This design comes from an exercise in tuning for small area and a short achievable clock period on the open sky130 flow, not from production work. RTL that was checked went through simulation tests only; none was proved equivalent to the original. The series may have gaps, and a smaller design here may also do less where the tests do not look. Function not checked in runs 2 to 4: the RTL went through the layout flow alone.

## flow/config.mk

```make
export PLATFORM = sky130hd
export DESIGN_NAME = pipelined_boothe_multiplier
export DESIGN_NICKNAME = pipelined_boothe_multiplier
export VERILOG_FILES = /design/flow/design.v
export SDC_FILE = /design/flow/constraint.sdc
export NUM_CORES = 4
export LEC_CHECK = 0
export CAP_MARGIN = 20
export CORE_MARGIN = 2
export CORE_UTILIZATION = 30
export PLACE_DENSITY = 0.4
export SLEW_MARGIN = 20
```

## flow/constraint.sdc

```tcl
create_clock -name core_clock -period 5.0 [get_ports {clk}]
set_input_delay 1.0000 -clock core_clock [delete_from_list [all_inputs] [get_ports {clk}]]
set_output_delay 1.0000 -clock core_clock [all_outputs]
set_load 0.01 [all_outputs]
```

## flow/design.v

```verilog
module multi_node #(
    parameter IDX   = 0,
    parameter WIDTH = 32
) (
    input clk,
    input reset,
    input [WIDTH - 1: 0] md_val,
    input [WIDTH - 1: 0] pd_val,
    input [WIDTH - 1: 0] mr_val,
    input mx_val,
    output reg [WIDTH - 1: 0] md_next,
    output reg [WIDTH - 1: 0] pd_next,
    output reg [WIDTH - 1: 0] mr_next,
    output reg mx_next
);
	wire [WIDTH: 0] pd_ext = { pd_val[WIDTH - 1], pd_val };
	wire [WIDTH: 0] md_ext = { md_val[WIDTH - 1], md_val };
	wire [WIDTH: 0] pd_res =
		mr_val[0] == 1 && mx_val == 0 ?
			pd_ext - md_ext:
		mr_val[0] == 0 && mx_val == 1 ?
			pd_ext + md_ext:
			pd_ext;
	always @(posedge clk) begin
		if (reset) begin
			md_next <= 0;
			pd_next <= 0;
			mr_next <= 0;
			mx_next <= 0;
		end else begin
			md_next <= md_val;
			pd_next[WIDTH - 1: 0] <= pd_res[WIDTH: 1];
			mr_next[WIDTH - 1] <= pd_res[0];
			mr_next[WIDTH - 2: 0] <= mr_val >> 1;
			mx_next <= mr_val[0];
		end
	end
endmodule
module pipelined_boothe_multiplier #(
    parameter WIDTH = 32
) (
    input clk,
    input reset,
    input en,
    input [WIDTH - 1: 0] md,
    input [WIDTH - 1: 0] mr,
    output [(2 * WIDTH) - 1: 0] s_result
);
	wire [WIDTH - 1: 0] _md[WIDTH: 0];
	wire [WIDTH - 1: 0] _pd[WIDTH: 0];
	wire [WIDTH - 1: 0] _mr[WIDTH: 0];
	wire _mx[WIDTH: 0];
	genvar i;
	assign _md[0] = md;
	assign _pd[0] = 0;
	assign _mr[0] = mr;
	assign _mx[0] = 0;
	assign s_result[(2 * WIDTH) - 1: 0] = { _pd[WIDTH], _mr[WIDTH] };
	for (i = 0; i < WIDTH; i = i + 1) begin
		multi_node #(
			.IDX        (i),
			.WIDTH      (WIDTH)
		) u_multi_node (
			.clk        (clk),
			.reset      (reset),
			.md_val     (_md[i]),
			.pd_val     (_pd[i]),
			.mr_val     (_mr[i]),
			.mx_val     (_mx[i]),
			.md_next    (_md[i + 1]),
			.pd_next    (_pd[i + 1]),
			.mr_next    (_mr[i + 1]),
			.mx_next    (_mx[i + 1])
		);
	end
endmodule
```

## flow/run.sh

```bash
#!/bin/bash
# synth_recipe.tcl (not shown) runs the flow's synth.tcl, then flattens the netlist and writes it again
# the make line also repeats each setting of config.mk as NAME=value (left out here)
make -C /OpenROAD-flow-scripts/flow DESIGN_CONFIG=/design/flow/config.mk WORK_HOME=/design/flow/orfs CLKGATE_MAP_FILE= SYNTH_SCRIPT=/design/flow/synth_recipe.tcl finish
```

### Cells coloured by class, run 1

Fill, decap, tap and diode cells in grey.
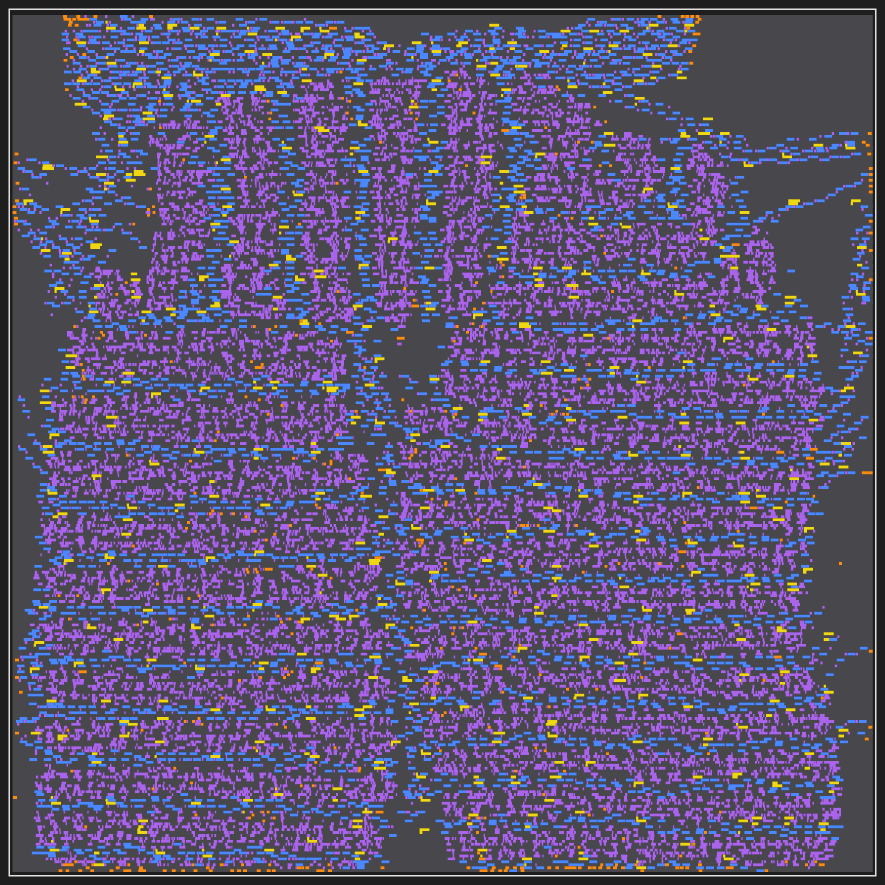
flops: shown in blue, cells 3071, share of their area 30%. clock drivers and dummy loads: shown in yellow, cells 700, share of their area 6.5%. other buffers and delay cells: shown in orange, cells 470, share of their area 2.0%. combinational and other logic: shown in purple, cells 19653, share of their area 61%.
core area: 637500 µm²
utilization after layout: 33.74%
Final Cell Area: 215100 µm²
Site Rows: 293

### Critical path on the layout, run 1

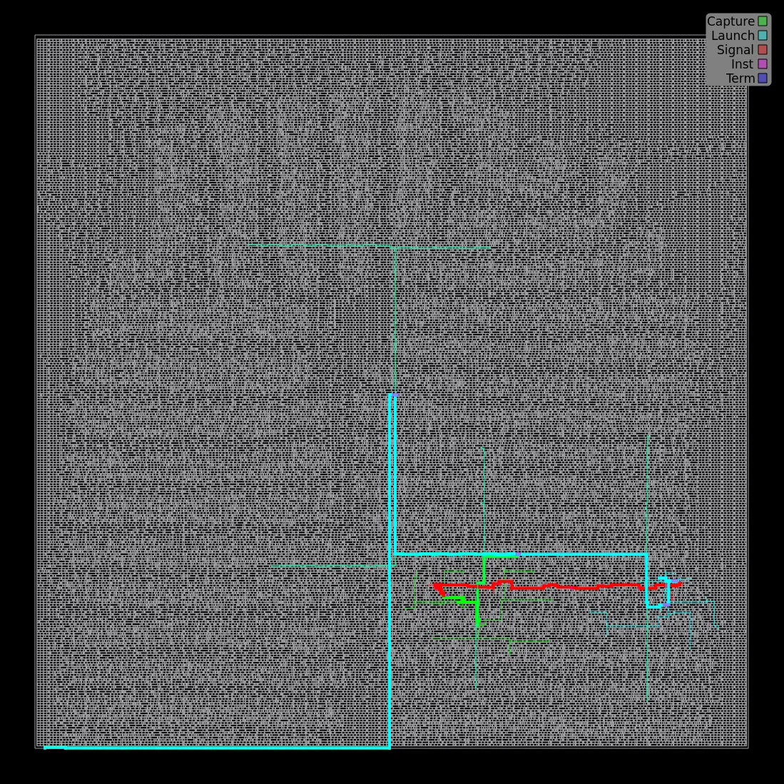
min Tclk post-route: 4.723 ns
Finished Layout Cells: 32330
worst setup margin: 0.2774 ns
setup TNS: 0 ns

==> flow_metrics.env, run 1 <==
export IMPL_gr_total_overflow=0
export IMPL_cts_made_buffers=386
export IMPL_synth_top_family_by_area="compound AO/OA/AOI/OAI gates"
export IMPL_first_global_vias=164700
export IMPL_ys_seq_elements=3071
export IMPL_min_to="genblk1[31].u_multi_node.mr_next[26]$_SDFF_PP0_"
export IMPL_clk_path_buf_depth=4
export IMPL_multi_input_area_um2=118200
export IMPL_crit_start="genblk1[26].u_multi_node.md_next[4]$_SDFF_PP0_"
export IMPL_netlist_top_cells_count="nor2_1, dfxtp_1, a21oi_1"
export IMPL_reg2reg_slack_ns=0.28
export IMPL_insertion_delay_ns=1.04
export IMPL_wl_met1_um=323200
export IMPL_timing_hold_violations_final=0
export IMPL_yosysSeqAreaShare_pct=31.99
export IMPL_yosys_area_share_simple_pct=18.92
export IMPL_synthTopCellsByArea="dfxtp_1, ha_1, nor2_1"
export IMPL_dr_pass1_iters=6
export IMPL_cts_resized=0
export IMPL_cp_end_kind="flop"
export IMPL_routed_via_count=171000
export IMPL_grt_max_degree=158
export IMPL_post_cts_buffers=0
export IMPL_crit_type="reg2reg"
export IMPL_syn_inst=24140
export IMPL_syn_avg_cell_area_um2=7.962
export IMPL_dieWidth_um=804.3
export IMPL_cp_common_cell="a2111oi_0"
export IMPL_dieArea_um2=647000
export IMPL_worstPathRequired_ns=5.94
export IMPL_ys_warn_count=33
export IMPL_tightest_slew_ns=1.140
export IMPL_drv_cap=0
export IMPL_cts_tree="done"
export IMPL_synth_adder_area_share_pct=13.58
export IMPL_layout_drive_gt1_share_pct=5.290
export IMPL_ant_nets=0
export IMPL_antenna_found_initial=28
export IMPL_grt_util_met1_pct=28.52
export IMPL_cts_root_buf="clkbuf_16"
export IMPL_worst_r2r_path_depth=14
export IMPL_drv_slew=0
export IMPL_grt_busiest_layer="met1"
export IMPL_worst_path_largest_cell_delay_ns=0.81
export IMPL_max_slew_margin_pct=23.72
export IMPL_synth_fp_nets=26250
export IMPL_grt_pass1_wl_um=981000
export IMPL_reg2reg_to="genblk1[27].u_multi_node.pd_next[25]$_SDFF_PP0_"
export IMPL_placed_area_um2=201800
export IMPL_synth_area_um2=192200
export IMPL_wl_met3_um=34850
export IMPL_run_status="complete, no violations"
export IMPL_hold_depth=1
export IMPL_place_gp_congestion=0.8558
export IMPL_synth_xor_area_share_pct=1.445
export IMPL_crit_buf_inv=2
export IMPL_setup_viol=0
export IMPL_synth_top_flop_cell="dfxtp_1"
export IMPL_use_met2_pct=27.64
export IMPL_cp_endpoint="genblk1[27].u_multi_node.pd_next[25]$_SDFF_PP0_"
export IMPL_maxUsedRoutingLayer="met5"
export IMPL_hpwl_um=476000
export IMPL_synth_async_sr_flop_share_pct=0
export IMPL_rsz0062_at_grt="no"
export IMPL_synth_edf_count=0
export IMPL_synth_compound_area_share_pct=26.97
export IMPL_synthDominantCellAreaShare_pct=31.99
export IMPL_final_common_cell="nor2_1"
export IMPL_io_pins=131
export IMPL_cp_slowest_cell="a2111oi_0"
export IMPL_crit_chain="inv_1, ha_1, nor2_1, o21ai_0, a2111oi_0, o21ai_1, a2111oi_0, buf_4, o31a_1, a221o_1, a31oi_1, a2111oi_0, a32oi_1, nor2_1"
export IMPL_synth_most_common_cell="nor2_1"
export IMPL_hp_start="genblk1[30].u_multi_node.mr_next[27]$_SDFF_PP0_"
export IMPL_fp_dieH_um=804.3
export IMPL_drt_vias_per_instance=5.289
export IMPL_grtUsageMet3_pct=2.328
export IMPL_synth_cell_types=95
export IMPL_clkSlewWorstSetupHoldPaths_ns=0.06
export IMPL_layout_common_cells="nor2_1, dfxtp_1, a21oi_1, ha_1, inv_1"
export IMPL_h_tree_depth=5
export IMPL_remaining_drc_errors=0
export IMPL_worst_endpoint_arrival_ns=5.66
export IMPL_path_delay_family="compound AO/OA/AOI/OAI gates"
export IMPL_synth_area_leader_cell="dfxtp_1"
export IMPL_cts_sinks=3071
export IMPL_areaGrowthSynthToFinish_pct=11.93
export IMPL_drt_iter0_drc=13250
export IMPL_fin_worst_skew_ns=0.06945
export IMPL_fin_crit_sh_pct=94.45
export IMPL_nFillCells=67520
export IMPL_ctsHoldBuffers=0
export IMPL_worstReg2RegStart="genblk1[26].u_multi_node.md_next[4]$_SDFF_PP0_"
export IMPL_hp_class="reg2reg"
export IMPL_met2WireLength_um=261200
export IMPL_nets=25700
export IMPL_worstPathMaxFanout=8
export IMPL_seq_area_um2=61490
export IMPL_place_port_buffers=129
export IMPL_synth_area_mux_share_pct=0.4616
export IMPL_crit_cells=14
export IMPL_fmax_mhz=211.7
export IMPL_start_util_pct=30.14
export IMPL_start_kind="flop"
### Wiring heat map, run 1

20 x 20 tiles, from dark blue (low) to red (high), scaled to the fullest tile. Values are wire area over tile area, all layers added.
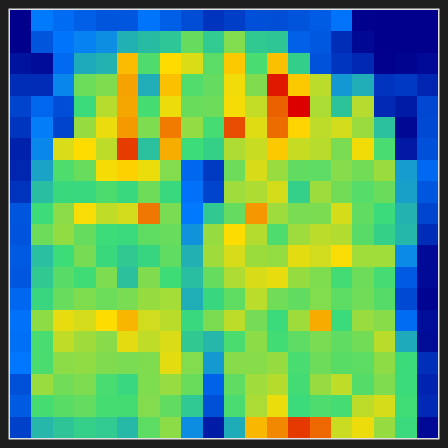
The emptiest ninth of the die: upper right. The mean over all tiles is 0.15. The fullest tile reaches 0.32.
Total Wirelength: 630700 µm
routed length per placed instance: 19.51 µm
All-Layer GR Usage: 18.58%

[run 1: cell type report]
class / instances / area share, %
Clock inverter: 154 / 0.9116
Inverter: 1982 / 3.462
Tap cell: 8407 / 4.891
Clock buffer: 546 / 5.230
Antenna cell: 25 / 0.02909
Timing Repair Buffer: 470 / 1.927
Sequential cell: 3071 / 28.59
Multi-Input combinational cell: 17670 / 54.96
[run 1: registers in the layout, indices dropped and copies added (netlist names)]
signal,cells
genblk1.u_multi_node.mx_next,31
genblk1.u_multi_node.md_next,992
genblk1.u_multi_node.mr_next,1024
genblk1.u_multi_node.pd_next,1024
[run 1: per-stage QoR]
| step | worst slack (ns) | std cells | hold slack, ns |
|---|---|---|---|
| detailed placement | 0.5022 | 31600 | 0.4204 |
| floorplan | 1.369 | 24140 | 0.4138 |
| global route | 0.03941 | 32320 | 0.3731 |
| global placement | 0.3987 | 31600 | 0.4151 |
| finish | 0.2774 | 32330 | 0.3822 |
| CTS | 0.4885 | 32300 | 0.3529 |
### Pin placement, run 1

Pins as bars across the die edge, other pins in grey.
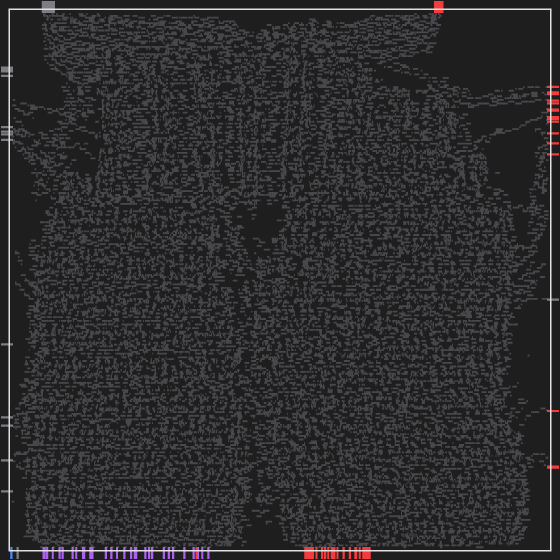

## Run 2: large edit since run 1, in outline
flow/design.v: 76 -> 1792 lines; modules unchanged: 0
  pipelined_boothe_multiplier: edited, 38 -> 1792 lines
  removed: multi_node
### Pin placement, run 2

Pins as bars across the die edge, other pins in grey.
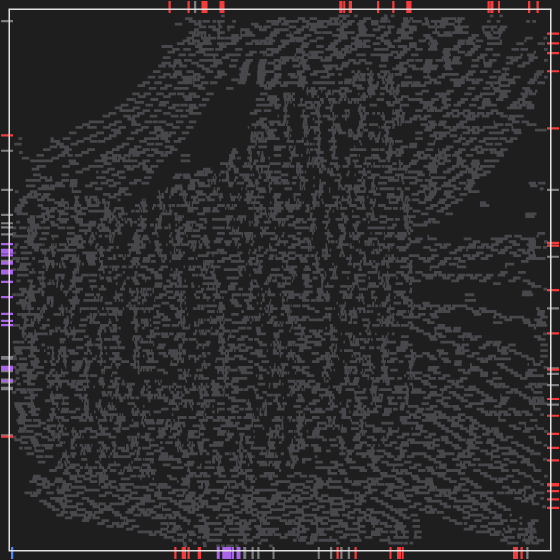
`en`: shown in blue, pins 1, direction input, edge bottom. `s_result`: shown in red, pins 64, direction output, edge 24 top, 20 right, 18 bottom, 2 left. `md`: shown in purple, pins 32, direction input, edge 19 left, 13 bottom.
Die Ht: 526.5 µm
DIE WIDTH: 526.5 µm
I/O Buffers: 129

### Wiring by layer, run 2

Bar = 200 µm.
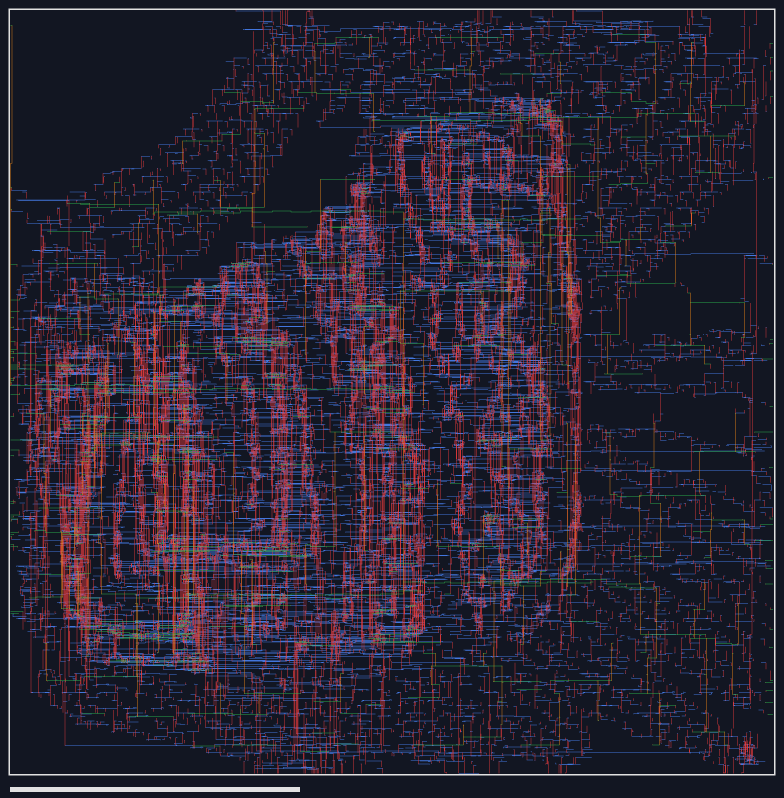
metal 4: shown in orange, wire length 6930 µm. metal 1: shown in blue, wire length 81.7 mm. metal 2: shown in red, wire length 82.6 mm. metal 3: shown in green, wire length 8600 µm.
All-Layer GR Usage: 12.84%
routed length per placed instance: 15.92 µm

==> run 2 against run 1 <==
  * Critical endpoint is now s3[44]$_DFF_P_
  * Global-route usage decreased by 5.7 points
  * Largest cell class is now flip-flops and latches
  * First-iteration DRC count shrank 76%
  * Fmax grew 23%
  * Highest routed layer is now met4
==> flow_metrics.env, run 2 <==
export IMPL_rows=191
export IMPL_drt_vias_per_instance=4.574
export IMPL_synth_most_common_cell="dfxtp_1"
export IMPL_cts_made_buffers=264
export IMPL_final_core_util_pct=35.00
export IMPL_worstPathRequired_ns=5.72
export IMPL_rsz0062_at_grt="no"
export IMPL_post_cts_buffers=0
export IMPL_cts_tree="done"
export IMPL_tightest_slew_ns=1.181
export IMPL_areaGrowthSynthToFinish_pct=15.89
export IMPL_start_kind="flop"
export IMPL_ys_seq_elements=2306
export IMPL_fin_crit_ns=3.837
export IMPL_stdcell_area_um2=94920
export IMPL_timing_hold_violations_final=0
export IMPL_synth_compound_area_share_pct=12.70
export IMPL_grt_util_met1_pct=16.84
export IMPL_placed_area_um2=85920
export IMPL_grt_pass1_wl_um=288000
export IMPL_setup_viol=0
export IMPL_remaining_drc_errors=0
export IMPL_io_pins=131
export IMPL_crit_type="reg2reg"
export IMPL_nets=8212
export IMPL_synth_cell_types=67
export IMPL_crit_buf_inv=3
export IMPL_n_all_buffers=211
export IMPL_ctsHoldBuffers=0
export IMPL_multi_input_area_um2=31170
export IMPL_final_common_cell="dfxtp_1"
export IMPL_syn_avg_cell_area_um2=10.60
export IMPL_gr_total_overflow=0
export IMPL_drv_slew=0
export IMPL_multi_input_area_share_pct=32.84
export IMPL_syn_inst=7730
export IMPL_grt_max_degree=127
export IMPL_synth_xor_area_share_pct=0.9195
export IMPL_crit_chain="and2_1, buf_4, a21oi_1, o22ai_1, a21oi_1, fa_1, inv_1, fa_1, inv_1, fa_1"
export IMPL_fin_crit_sh_pct=76.73
export IMPL_yosysSeqAreaShare_pct=56.36
export IMPL_synth_area_leader_cell="dfxtp_1"
export IMPL_fmax_mhz=260.7
export IMPL_path_delay_family="adder cells"
export IMPL_synth_area_um2=81910
export IMPL_met2WireLength_um=82620
export IMPL_h_tree_depth=5
export IMPL_setup_tns_ns=0
export IMPL_synth_async_sr_flop_share_pct=0
export IMPL_largestClassByArea="flip-flops and latches"
export IMPL_synth_area_mux_share_pct=0.1253
export IMPL_routed_wl_um=179900
export IMPL_synthTopCellsByArea="dfxtp_1, fa_1, a21oi_1"
export IMPL_nClkBuffers=361
export IMPL_run_status="complete, no violations"
export IMPL_cts_root_buf="clkbuf_16"
export IMPL_synth_edf_count=0
export IMPL_worst_slack_ns=1.163
export IMPL_multi_input_cells=4185
export IMPL_hpwl_um=117700
export IMPL_grtUsageMet3_pct=2.200
export IMPL_dp_cells=10820
export IMPL_reg_top3="s3 x136, s4 x136, s2 x134"
export IMPL_sh_seq_area_pct=48.69
export IMPL_cts_resized=0
export IMPL_seq_area_um2=46220
export IMPL_cp_common_cell="fa_1"
export IMPL_nNonClkInverters=548
export IMPL_cp_slowest_cell="dfxtp_4"
export IMPL_num_antenna_cells=8
export IMPL_tapCellCount=3570
export IMPL_fp_coreArea_um2=271200
export IMPL_synth_fp_nets=8426
export IMPL_clk_path_buf_depth=4
export IMPL_nFillCells=26810
export IMPL_insertion_delay_ns=0.87
export IMPL_clkSlewWorstSetupHoldPaths_ns=0.06
export IMPL_yosys_area_share_simple_pct=8.216
export IMPL_start_util_pct=30.20
export IMPL_drt_iter0_drc=3146
export IMPL_ant_nets=0
export IMPL_dpl_worst_slack_ns=1.135
export IMPL_seq_cell_count=2306
export IMPL_crit_start="s2[113]$_DFF_P_"
export IMPL_ys_warn_count=1
export IMPL_max_slew_margin_pct=21.09
export IMPL_fin_worst_skew_ns=0.06139
export IMPL_dr_pass1_iters=7
export IMPL_first_global_vias=51220
export IMPL_dieArea_um2=277200
export IMPL_maxUsedRoutingLayer="met4"
export IMPL_cp_end_kind="flop"
export IMPL_grt_busiest_layer="met2"
export IMPL_worst_endpoint_arrival_ns=4.56
export IMPL_synthDominantCellAreaShare_pct=56.36
export IMPL_layout_common_cells="dfxtp_1, nand2_1, a21oi_1, inv_1, nor2_1"
export IMPL_cts_sinks=2306
export IMPL_nonClkBufAreaFrac_pct=2.162
export IMPL_layout_drive_gt1_share_pct=7.382
export IMPL_clk_share_pct=9.415
export IMPL_final_cells=11300
==> run 2: changes by cell type in the layout (fill, tap and decap cells not counted), sizes merged, moves of 765 or more <==
cell / before / now
a21oi: 2069 / 615
dfxtp: 3071 / 2306
ha: 1985 / 192
inv: 1986 / 564
nor2: 3616 / 475
nor2b: 1339 / 123
==> run 2: worst paths after layout <==
kind                            slack [ns]  depth (start not counted)               to
worst max-delay path                  1.16                         10   s3[44]$_DFF_P_
worst min-delay path                  0.28                          0  s13[54]$_DFF_P_
worst max register to register        1.16                         10   s3[44]$_DFF_P_
worst min register to register        0.28                          0  s13[54]$_DFF_P_
==> run 2: through the flow <==
stage	hold WS, ns
2_1_floorplan	0.3096
3_3_place_gp	0.3097
3_5_place_dp	0.3118
4_1_cts	0.2666
5_1_grt	0.2763
6_report	0.2769
==> run 2: kinds of logic after synthesis <==
logic type                 after synthesis
AOI/OAI and AO/OA                     1724
xor gates and xnor gates                86
adders and majority gates              824
buffers and inverters                 1239
DFF                                   2306
muxes                                   10
and+or+nand+nor                       1541
### Cells coloured by class, run 2

Fill, decap, tap and diode cells in grey.
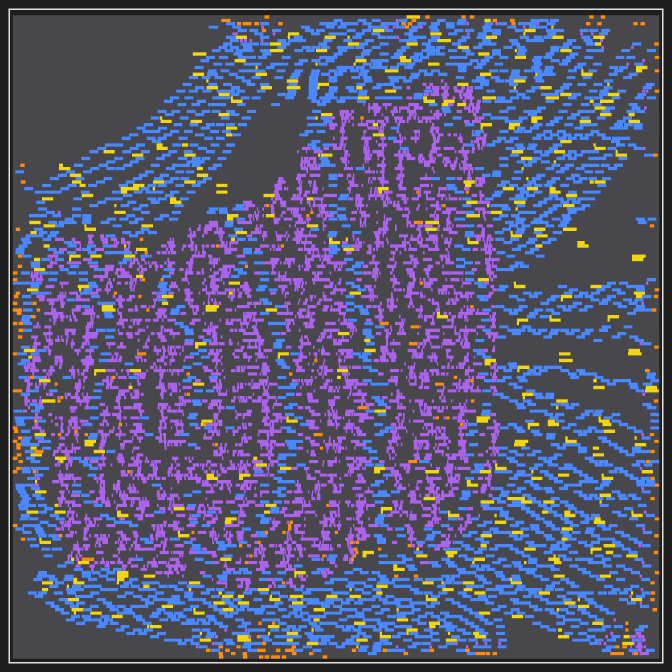

## Run 3: what changed since run 2
--- a/flow/config.mk
+++ b/flow/config.mk
@@ -9,4 +9,4 @@
 export CORE_MARGIN = 2
-export CORE_UTILIZATION = 30
-export PLACE_DENSITY = 0.4
+export CORE_UTILIZATION = 60
+export PLACE_DENSITY = 0.7
 export SLEW_MARGIN = 20
### Cells coloured by class, run 3

Fill, decap, tap and diode cells in grey.
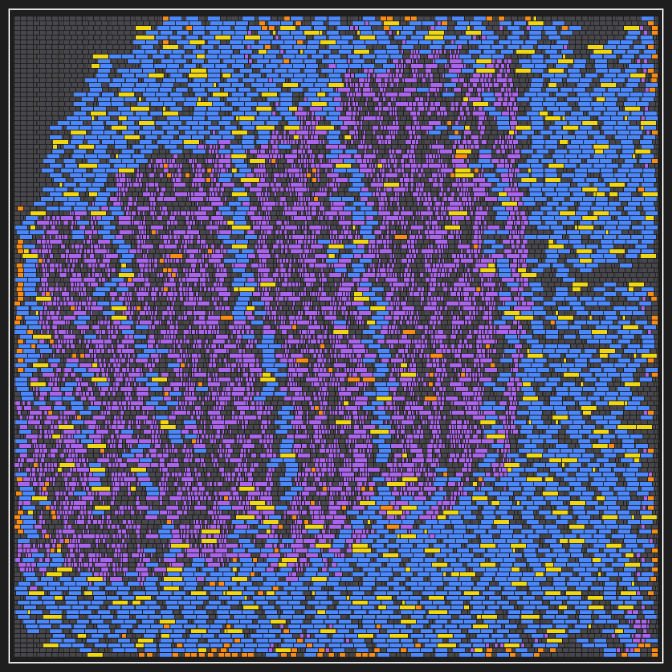
flops: shown in blue, cells 2306, share of their area 52%. other buffers and delay cells: shown in orange, cells 221, share of their area 2.4%. combinational and other logic: shown in purple, cells 4733, share of their area 37%. clock drivers and dummy loads: shown in yellow, cells 387, share of their area 8.5%.
Site Rows: 135
Final Cell Area: 91390 µm²

==> run 3 against run 2 <==
  * Register-to-register slack better by 0.16 ns
  * Flip-flop and latch count stayed put
  * Via count is 0.14% lower
  * Critical path type unchanged
  * Die area is 50% lower
==> flow_metrics.env, run 3 <==
export IMPL_run_status="complete, no violations"
export IMPL_syn_inst=7730
export IMPL_final_core_util_pct=67.46
export IMPL_synth_top_flop_cell="dfxtp_1"
export IMPL_synth_fp_nets=8426
export IMPL_fin_crit_sh_pct=73.59
export IMPL_worst_endpoint_arrival_ns=4.35
export IMPL_hold_slack_ns=0.2654
export IMPL_fmax_mhz=271.8
export IMPL_first_global_vias=49460
export IMPL_routed_via_count=51620
export IMPL_synth_area_mux_share_pct=0.1253
export IMPL_wl_per_cell_um=16.54
export IMPL_hp_class="reg2reg"
export IMPL_synth_area_um2=81910
export IMPL_setup_viol=0
export IMPL_grt_max_degree=112
export IMPL_fin_crit_ns=3.679
export IMPL_grt_pass1_wl_um=254800
export IMPL_dr_pass1_iters=7
export IMPL_h_tree_depth=4
export IMPL_ys_seq_elements=2306
export IMPL_crit_start="s3[120]$_DFF_P_"
export IMPL_insertion_delay_ns=0.84
export IMPL_synthTopCellsByArea="dfxtp_1, fa_1, a21oi_1"
export IMPL_worstPathRequired_ns=5.67
export IMPL_worst_path_largest_cell_delay_ns=0.85
export IMPL_worstPathMaxFanout=26
export IMPL_synth_async_sr_flop_share_pct=0
export IMPL_remaining_drc_errors=0
export IMPL_layout_common_cells="dfxtp_1, nand2_1, a21oi_1, inv_1, nor2_1"
export IMPL_synth_adder_area_share_pct=16.00
export IMPL_max_slew_margin_pct=27.33
export IMPL_synth_cell_types=67
export IMPL_place_gp_congestion=0.8453
export IMPL_reg_top3="s3 x136, s4 x136, s2 x134"
export IMPL_synth_xor_area_share_pct=0.9195
export IMPL_cp_end_kind="flop"
export IMPL_crit_cells=8
export IMPL_final_cells=9430
export IMPL_synth_compound_area_share_pct=12.70
export IMPL_tightest_slew_ns=1.087
export IMPL_hpwl_um=101500
export IMPL_worstReg2RegStart="s3[120]$_DFF_P_"
export IMPL_start_util_pct=60.47
export IMPL_worst_r2r_path_depth=8
export IMPL_drt_vias_per_instance=5.474
export IMPL_reg2reg_to="s4[72]$_DFF_P_"
export IMPL_io_pins=131
export IMPL_dieWidth_um=373.5
export IMPL_clk_path_buf_depth=3
export IMPL_cts_root_buf="clkbuf_16"
export IMPL_cts_resized=0
export IMPL_cp_endpoint="s4[72]$_DFF_P_"
export IMPL_yosys_area_share_simple_pct=8.216
export IMPL_synth_edf_count=0
export IMPL_reg2reg_slack_ns=1.32
export IMPL_fin_worst_skew_ns=0.07061
export IMPL_syn_avg_cell_area_um2=10.60
export IMPL_layout_drive_gt1_share_pct=6.682
export IMPL_crit_buf_inv=2
export IMPL_placed_area_um2=83770
export IMPL_synth_top_family_by_area="adder cells"
export IMPL_ys_warn_count=1
### Wiring by layer, run 3

Bar = 100 µm.
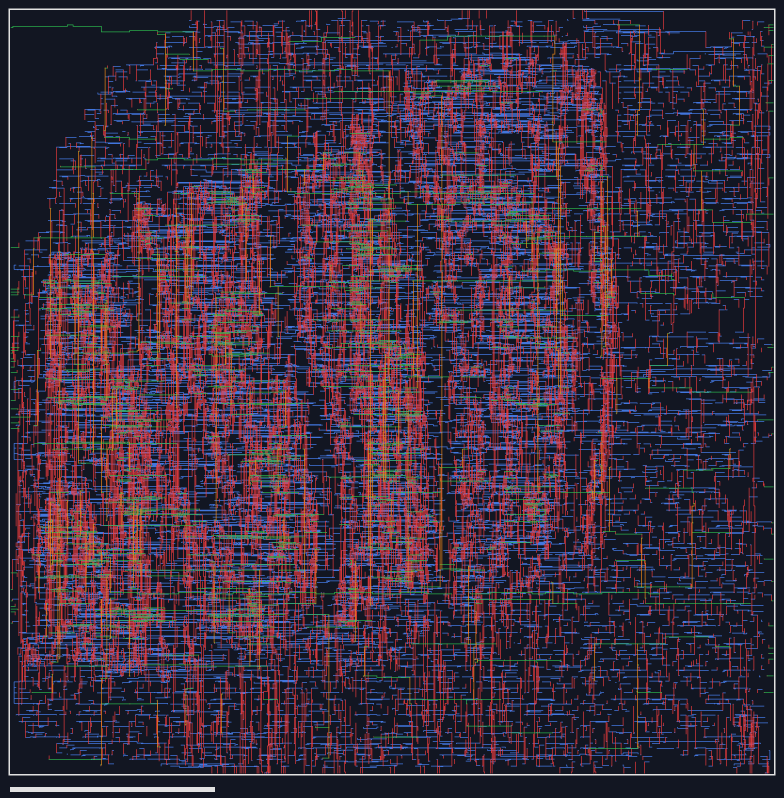
Total Wirelength: 156000 µm
All-Layer GR Usage: 22.17%

[run 3: cell counts after synthesis]
No cell type changed its count.
[run 3: layout make-up]
| class | count | area [µm²] |
|---|---|---|
| clock buffers | 285 | 6046 |
| diodes | 2 | 5.005 |
| inverters | 548 | 2057 |
| well taps | 1781 | 2228 |
| clock inverters | 102 | 1543 |
| fillers | 10040 | 44080 |
| flip-flops and latches | 2306 | 46220 |
| repair buffers | 221 | 2132 |
| multi-input cells | 4185 | 31160 |
[run 3: routing by layer]
metal | vias up | part of all wire (%) | track usage, %
met5 | - | 0 | 0
met4 | 0 | 3.5 | 8.777
met1 | 24540 | 44 | 29.72
met3 | 352 | 6.0 | 3.668
li1 | 24920 | - | -
met2 | 1812 | 47 | 36.03
[run 3: logic make-up (layout without fill, tap and decap cells)]
group,after synthesis,count (layout)
DFF,2306,2306
AOI/OAI and AO/OA,1724,1724
and+or+nand+nor,1541,1541
buffers and inverters,1239,1156
adders and majority gates,824,824
xor gates and xnor gates,86,86
muxes,10,10
other,0,2
### Pin placement, run 3

Pins as bars across the die edge, other pins in grey.
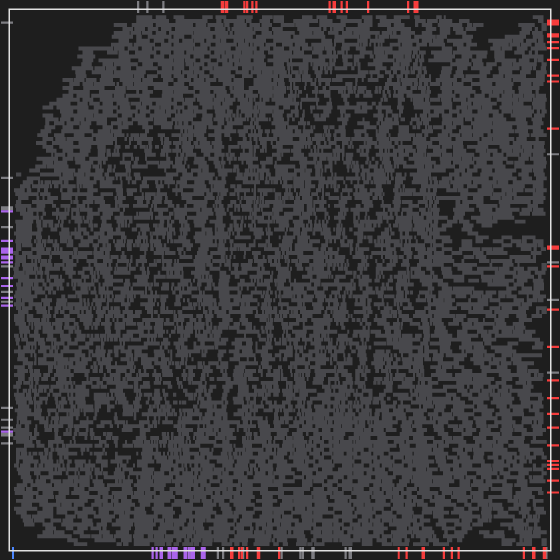

==> run 4: too many edits to list; what changed since run 3 <==
flow/design.v: 1792 -> 1808 lines; modules unchanged: 0
  pipelined_boothe_multiplier: edited, 1792 -> 1808 lines
--- a/flow/config.mk
+++ b/flow/config.mk
@@ -10,3 +10,4 @@
 export CORE_UTILIZATION = 60
 export PLACE_DENSITY = 0.7
+export SETUP_SLACK_MARGIN = 2.7
 export SLEW_MARGIN = 20
### Pin placement, run 4

Pins as bars across the die edge, other pins in grey.
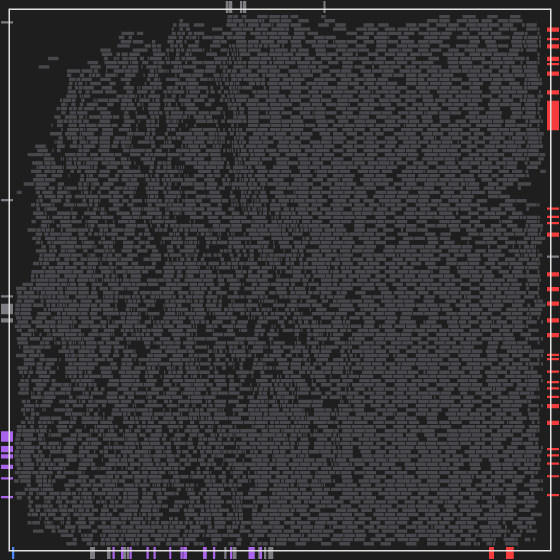
`md`: shown in purple, pins 32, direction input, edge 18 bottom, 14 left. `en`: shown in blue, pins 1, direction input, edge bottom. `s_result`: shown in red, pins 64, direction output, edge 56 right, 8 bottom.
All pins by edge: 57 right, 43 bottom, 24 left, 7 top.
Die Ht: 351.1 µm
DIE WIDTH: 351.1 µm

==> run 4 against run 3 <==
  * Still clean on timing, DRC and antenna
  * Die area down 12%
  * Synthesized area down 12%
  * Non-clock buffer count up 160
  * Register-to-register slack better by 0.93 ns
  * Sequential share of layout area up 2.9 points
  * Final cell count down 22%
  * Hold slack worse by 0.00095 ns
  * Clock skew up 0.0085 ns
  * Critical path type unchanged
  * Highest routed layer unchanged
==> flow_metrics.env, run 4 <==
export IMPL_synth_async_sr_flop_share_pct=0
export IMPL_synth_top_family_by_area="adder cells"
export IMPL_synth_top_flop_cell="dfxtp_1"
export IMPL_synth_area_um2=72290
export IMPL_syn_avg_cell_area_um2=13.61
export IMPL_nonClkBufAreaFrac_pct=5.513
export IMPL_wl_met1_um=53530
export IMPL_ctsHoldBuffers=0
export IMPL_netlist_top_cells_count="dfxtp_1, inv_1, a22oi_1"
export IMPL_placed_area_um2=75390
export IMPL_multi_input_cells=2120
export IMPL_synthDominantCellAreaShare_pct=64.22
export IMPL_io_pins=131
export IMPL_fmax_mhz=363.6
export IMPL_crit_chain="fa_2, fa_2, a211oi_2, o21bai_2, o211ai_1, buf_4, a211oi_4, o41ai_4, o21bai_1, a21oi_2, xnor2_1"
export IMPL_routed_wl_um=133300
export IMPL_worstPathRequired_ns=5.72
export IMPL_multi_input_area_share_pct=28.14
export IMPL_syn_inst=5313
export IMPL_final_common_cell="dfxtp_1"
export IMPL_reg2reg_slack_ns=2.25
export IMPL_start_util_pct=60.42
export IMPL_tightest_slew_ns=0.6779
export IMPL_synth_cell_types=54
export IMPL_yosys_area_share_simple_pct=1.682
export IMPL_setup_viol=0
export IMPL_worst_endpoint_arrival_ns=3.47
export IMPL_cts_tree="done"
export IMPL_hp_start="s4[0]$_DFF_P_"
export IMPL_h_tree_depth=4
export IMPL_clk_path_buf_depth=3
export IMPL_synth_area_mux_share_pct=0.04154
export IMPL_worstPathMaxFanout=3
export IMPL_met2WireLength_um=66490
export IMPL_n_all_buffers=381
export IMPL_synth_edf_count=0
export IMPL_tapCellCount=1612
export IMPL_place_port_buffers=129
export IMPL_maxUsedRoutingLayer="met4"
export IMPL_antenna_found_initial=0
export IMPL_nFillCells=7581
export IMPL_drt_vias_per_instance=5.041
export IMPL_drt_iter0_drc=2284
export IMPL_seq_area_um2=46720
export IMPL_drv_slew=0
export IMPL_wl_per_cell_um=18.10
export IMPL_max_slew_margin_pct=53.64
export IMPL_stdcell_area_um2=87420
export IMPL_multi_input_area_um2=24600
export IMPL_setup_tns_ns=0
export IMPL_cp_common_cell="fa_2"
export IMPL_largestClassByArea="flip-flops and latches"
export IMPL_worst_r2r_path_depth=11
export IMPL_layout_common_cells="dfxtp_1, inv_1, xor2_1, a22oi_1, fa_1"
export IMPL_cts_made_buffers=203
export IMPL_grt_max_degree=65
export IMPL_dpl_worst_slack_ns=1.628
export IMPL_synth_area_leader_cell="dfxtp_1"
export IMPL_clkSlewWorstSetupHoldPaths_ns=0.06
export IMPL_cts_resized=680
export IMPL_hp_class="reg2reg"
export IMPL_worst_path_largest_cell_delay_ns=0.40
export IMPL_grtUsageMet3_pct=4.611
export IMPL_run_status="complete, no violations"
export IMPL_use_met2_pct=37.58
export IMPL_path_delay_family="compound AO/OA/AOI/OAI gates"
export IMPL_areaGrowthSynthToFinish_pct=20.93
export IMPL_nNonClkInverters=559
export IMPL_gr_total_overflow=0
export IMPL_sh_seq_area_pct=53.45
export IMPL_cts_sinks=2319
export IMPL_cp_slowest_cell="fa_2"
export IMPL_rsz0062_at_grt="yes"
export IMPL_min_to="s5[0]$_DFF_P_"
export IMPL_remaining_drc_errors=0
export IMPL_post_cts_buffers=140
export IMPL_dieArea_um2=123300
export IMPL_synth_most_common_cell="dfxtp_1"
export IMPL_grt_busiest_layer="met2"
export IMPL_grt_usage_pct=21.69
export IMPL_wl_met3_um=8505
export IMPL_cp_end_kind="flop"
export IMPL_synth_fp_nets=6009
export IMPL_cts_root_buf="clkbuf_16"
export IMPL_crit_type="reg2reg"
export IMPL_yosysSeqAreaShare_pct=64.22
export IMPL_start_kind="flop"
export IMPL_insertion_delay_ns=0.83
export IMPL_nClkBuffers=283
export IMPL_num_antenna_cells=0
export IMPL_ys_seq_elements=2319
export IMPL_hold_depth=0
export IMPL_synth_xor_area_share_pct=7.233
export IMPL_nets=6280
export IMPL_timing_hold_violations_final=0
export IMPL_layout_drive_gt1_share_pct=25.09
export IMPL_first_global_vias=39290
export IMPL_crit_buf_inv=1
export IMPL_rows=127
export IMPL_fin_worst_skew_ns=0.07915
export IMPL_grt_pass1_wl_um=208700
export IMPL_final_cells=7364
export IMPL_reg2reg_to="s6[62]$_DFF_P_"
export IMPL_routed_via_count=37120
### Critical path on the layout, run 4

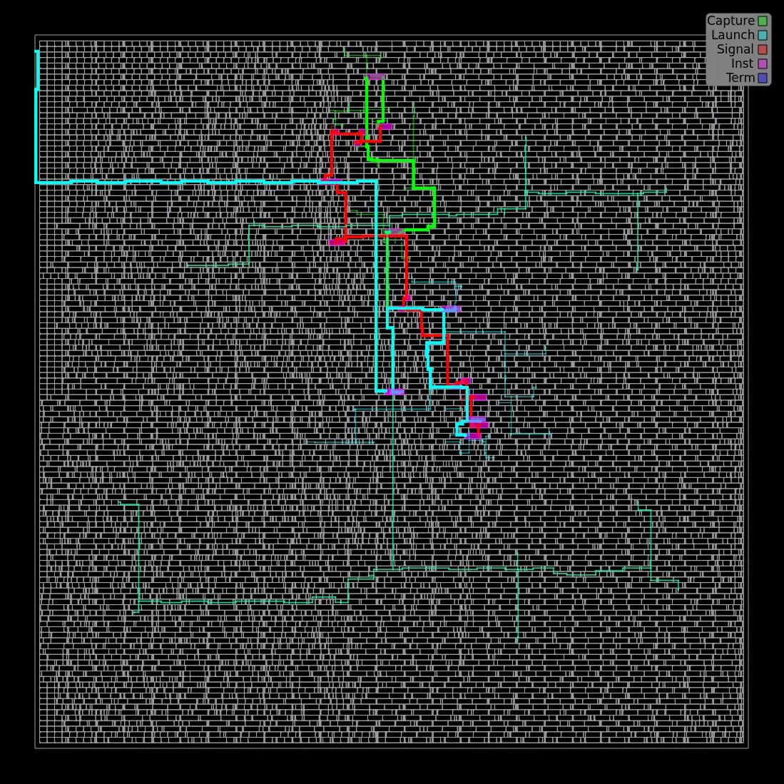
utilization after layout: 73.06%
min Tclk post-route: 2.750 ns

[run 4: worst max path at each step]
stage                                from             end  slack (ns)  cells after the start
final                      s5[24]$_DFF_P_  s6[62]$_DFF_P_        2.25                     11
after global routing       s5[24]$_DFF_P_  s6[62]$_DFF_P_        2.07                     11
after CTS                  s5[24]$_DFF_P_  s6[62]$_DFF_P_        2.24                     11
after detailed placement  s3[129]$_DFF_P_  s4[78]$_DFF_P_        1.63                      7
after global placement    s3[129]$_DFF_P_  s4[78]$_DFF_P_        1.64                      7
after floorplan            s5[24]$_DFF_P_  s6[60]$_DFF_P_        2.54                     10
[run 4: cell families (layout without fill, tap and decap cells)]
kind of cell,count (synthesis),after routing
adder cells (fa/ha/maj),629,629
multiplexers,3,3
flip-flops,2319,2319
XOR/XNOR,597,597
AND/OR/NAND/NOR,222,222
AO/OA/AOI/OAI,669,669
buffers and inverters,874,1313

-- port drivers added, routing unchanged --
No port has a modelled driver above. Below, the same layouts with a new extraction and two added sets of constraints. Step 1 sets driving cells, clkbuf_16 on the clock port and buf_2 on the other inputs (assumed; they add their load-dependent delay and slew). Step 2 also shifts input and output timing later by t, the mid clock arrival at the registers, as if the neighbouring blocks saw the same clock. a / b / c = ideal / step 1 / step 2; a / b = the first two.
run | t (ns) | slack for setup (ns) | worst setup path after step 2 | worst register clock-pin slew, ns
run 1 | 1.123 | 0.277 / 0.277 / 0.277 | register to register | 0.07 / 0.07
run 2 | 0.935 | 1.163 / 1.163 / 1.163 | register to register | 0.07 / 0.07
run 3 | 0.877 | 1.321 / 1.321 / 1.321 | register to register | 0.07 / 0.07
run 4 | 0.869 | 2.250 / 2.250 / 2.250 | register to register | 0.07 / 0.07
After both steps setup and hold are still met in every run listed.
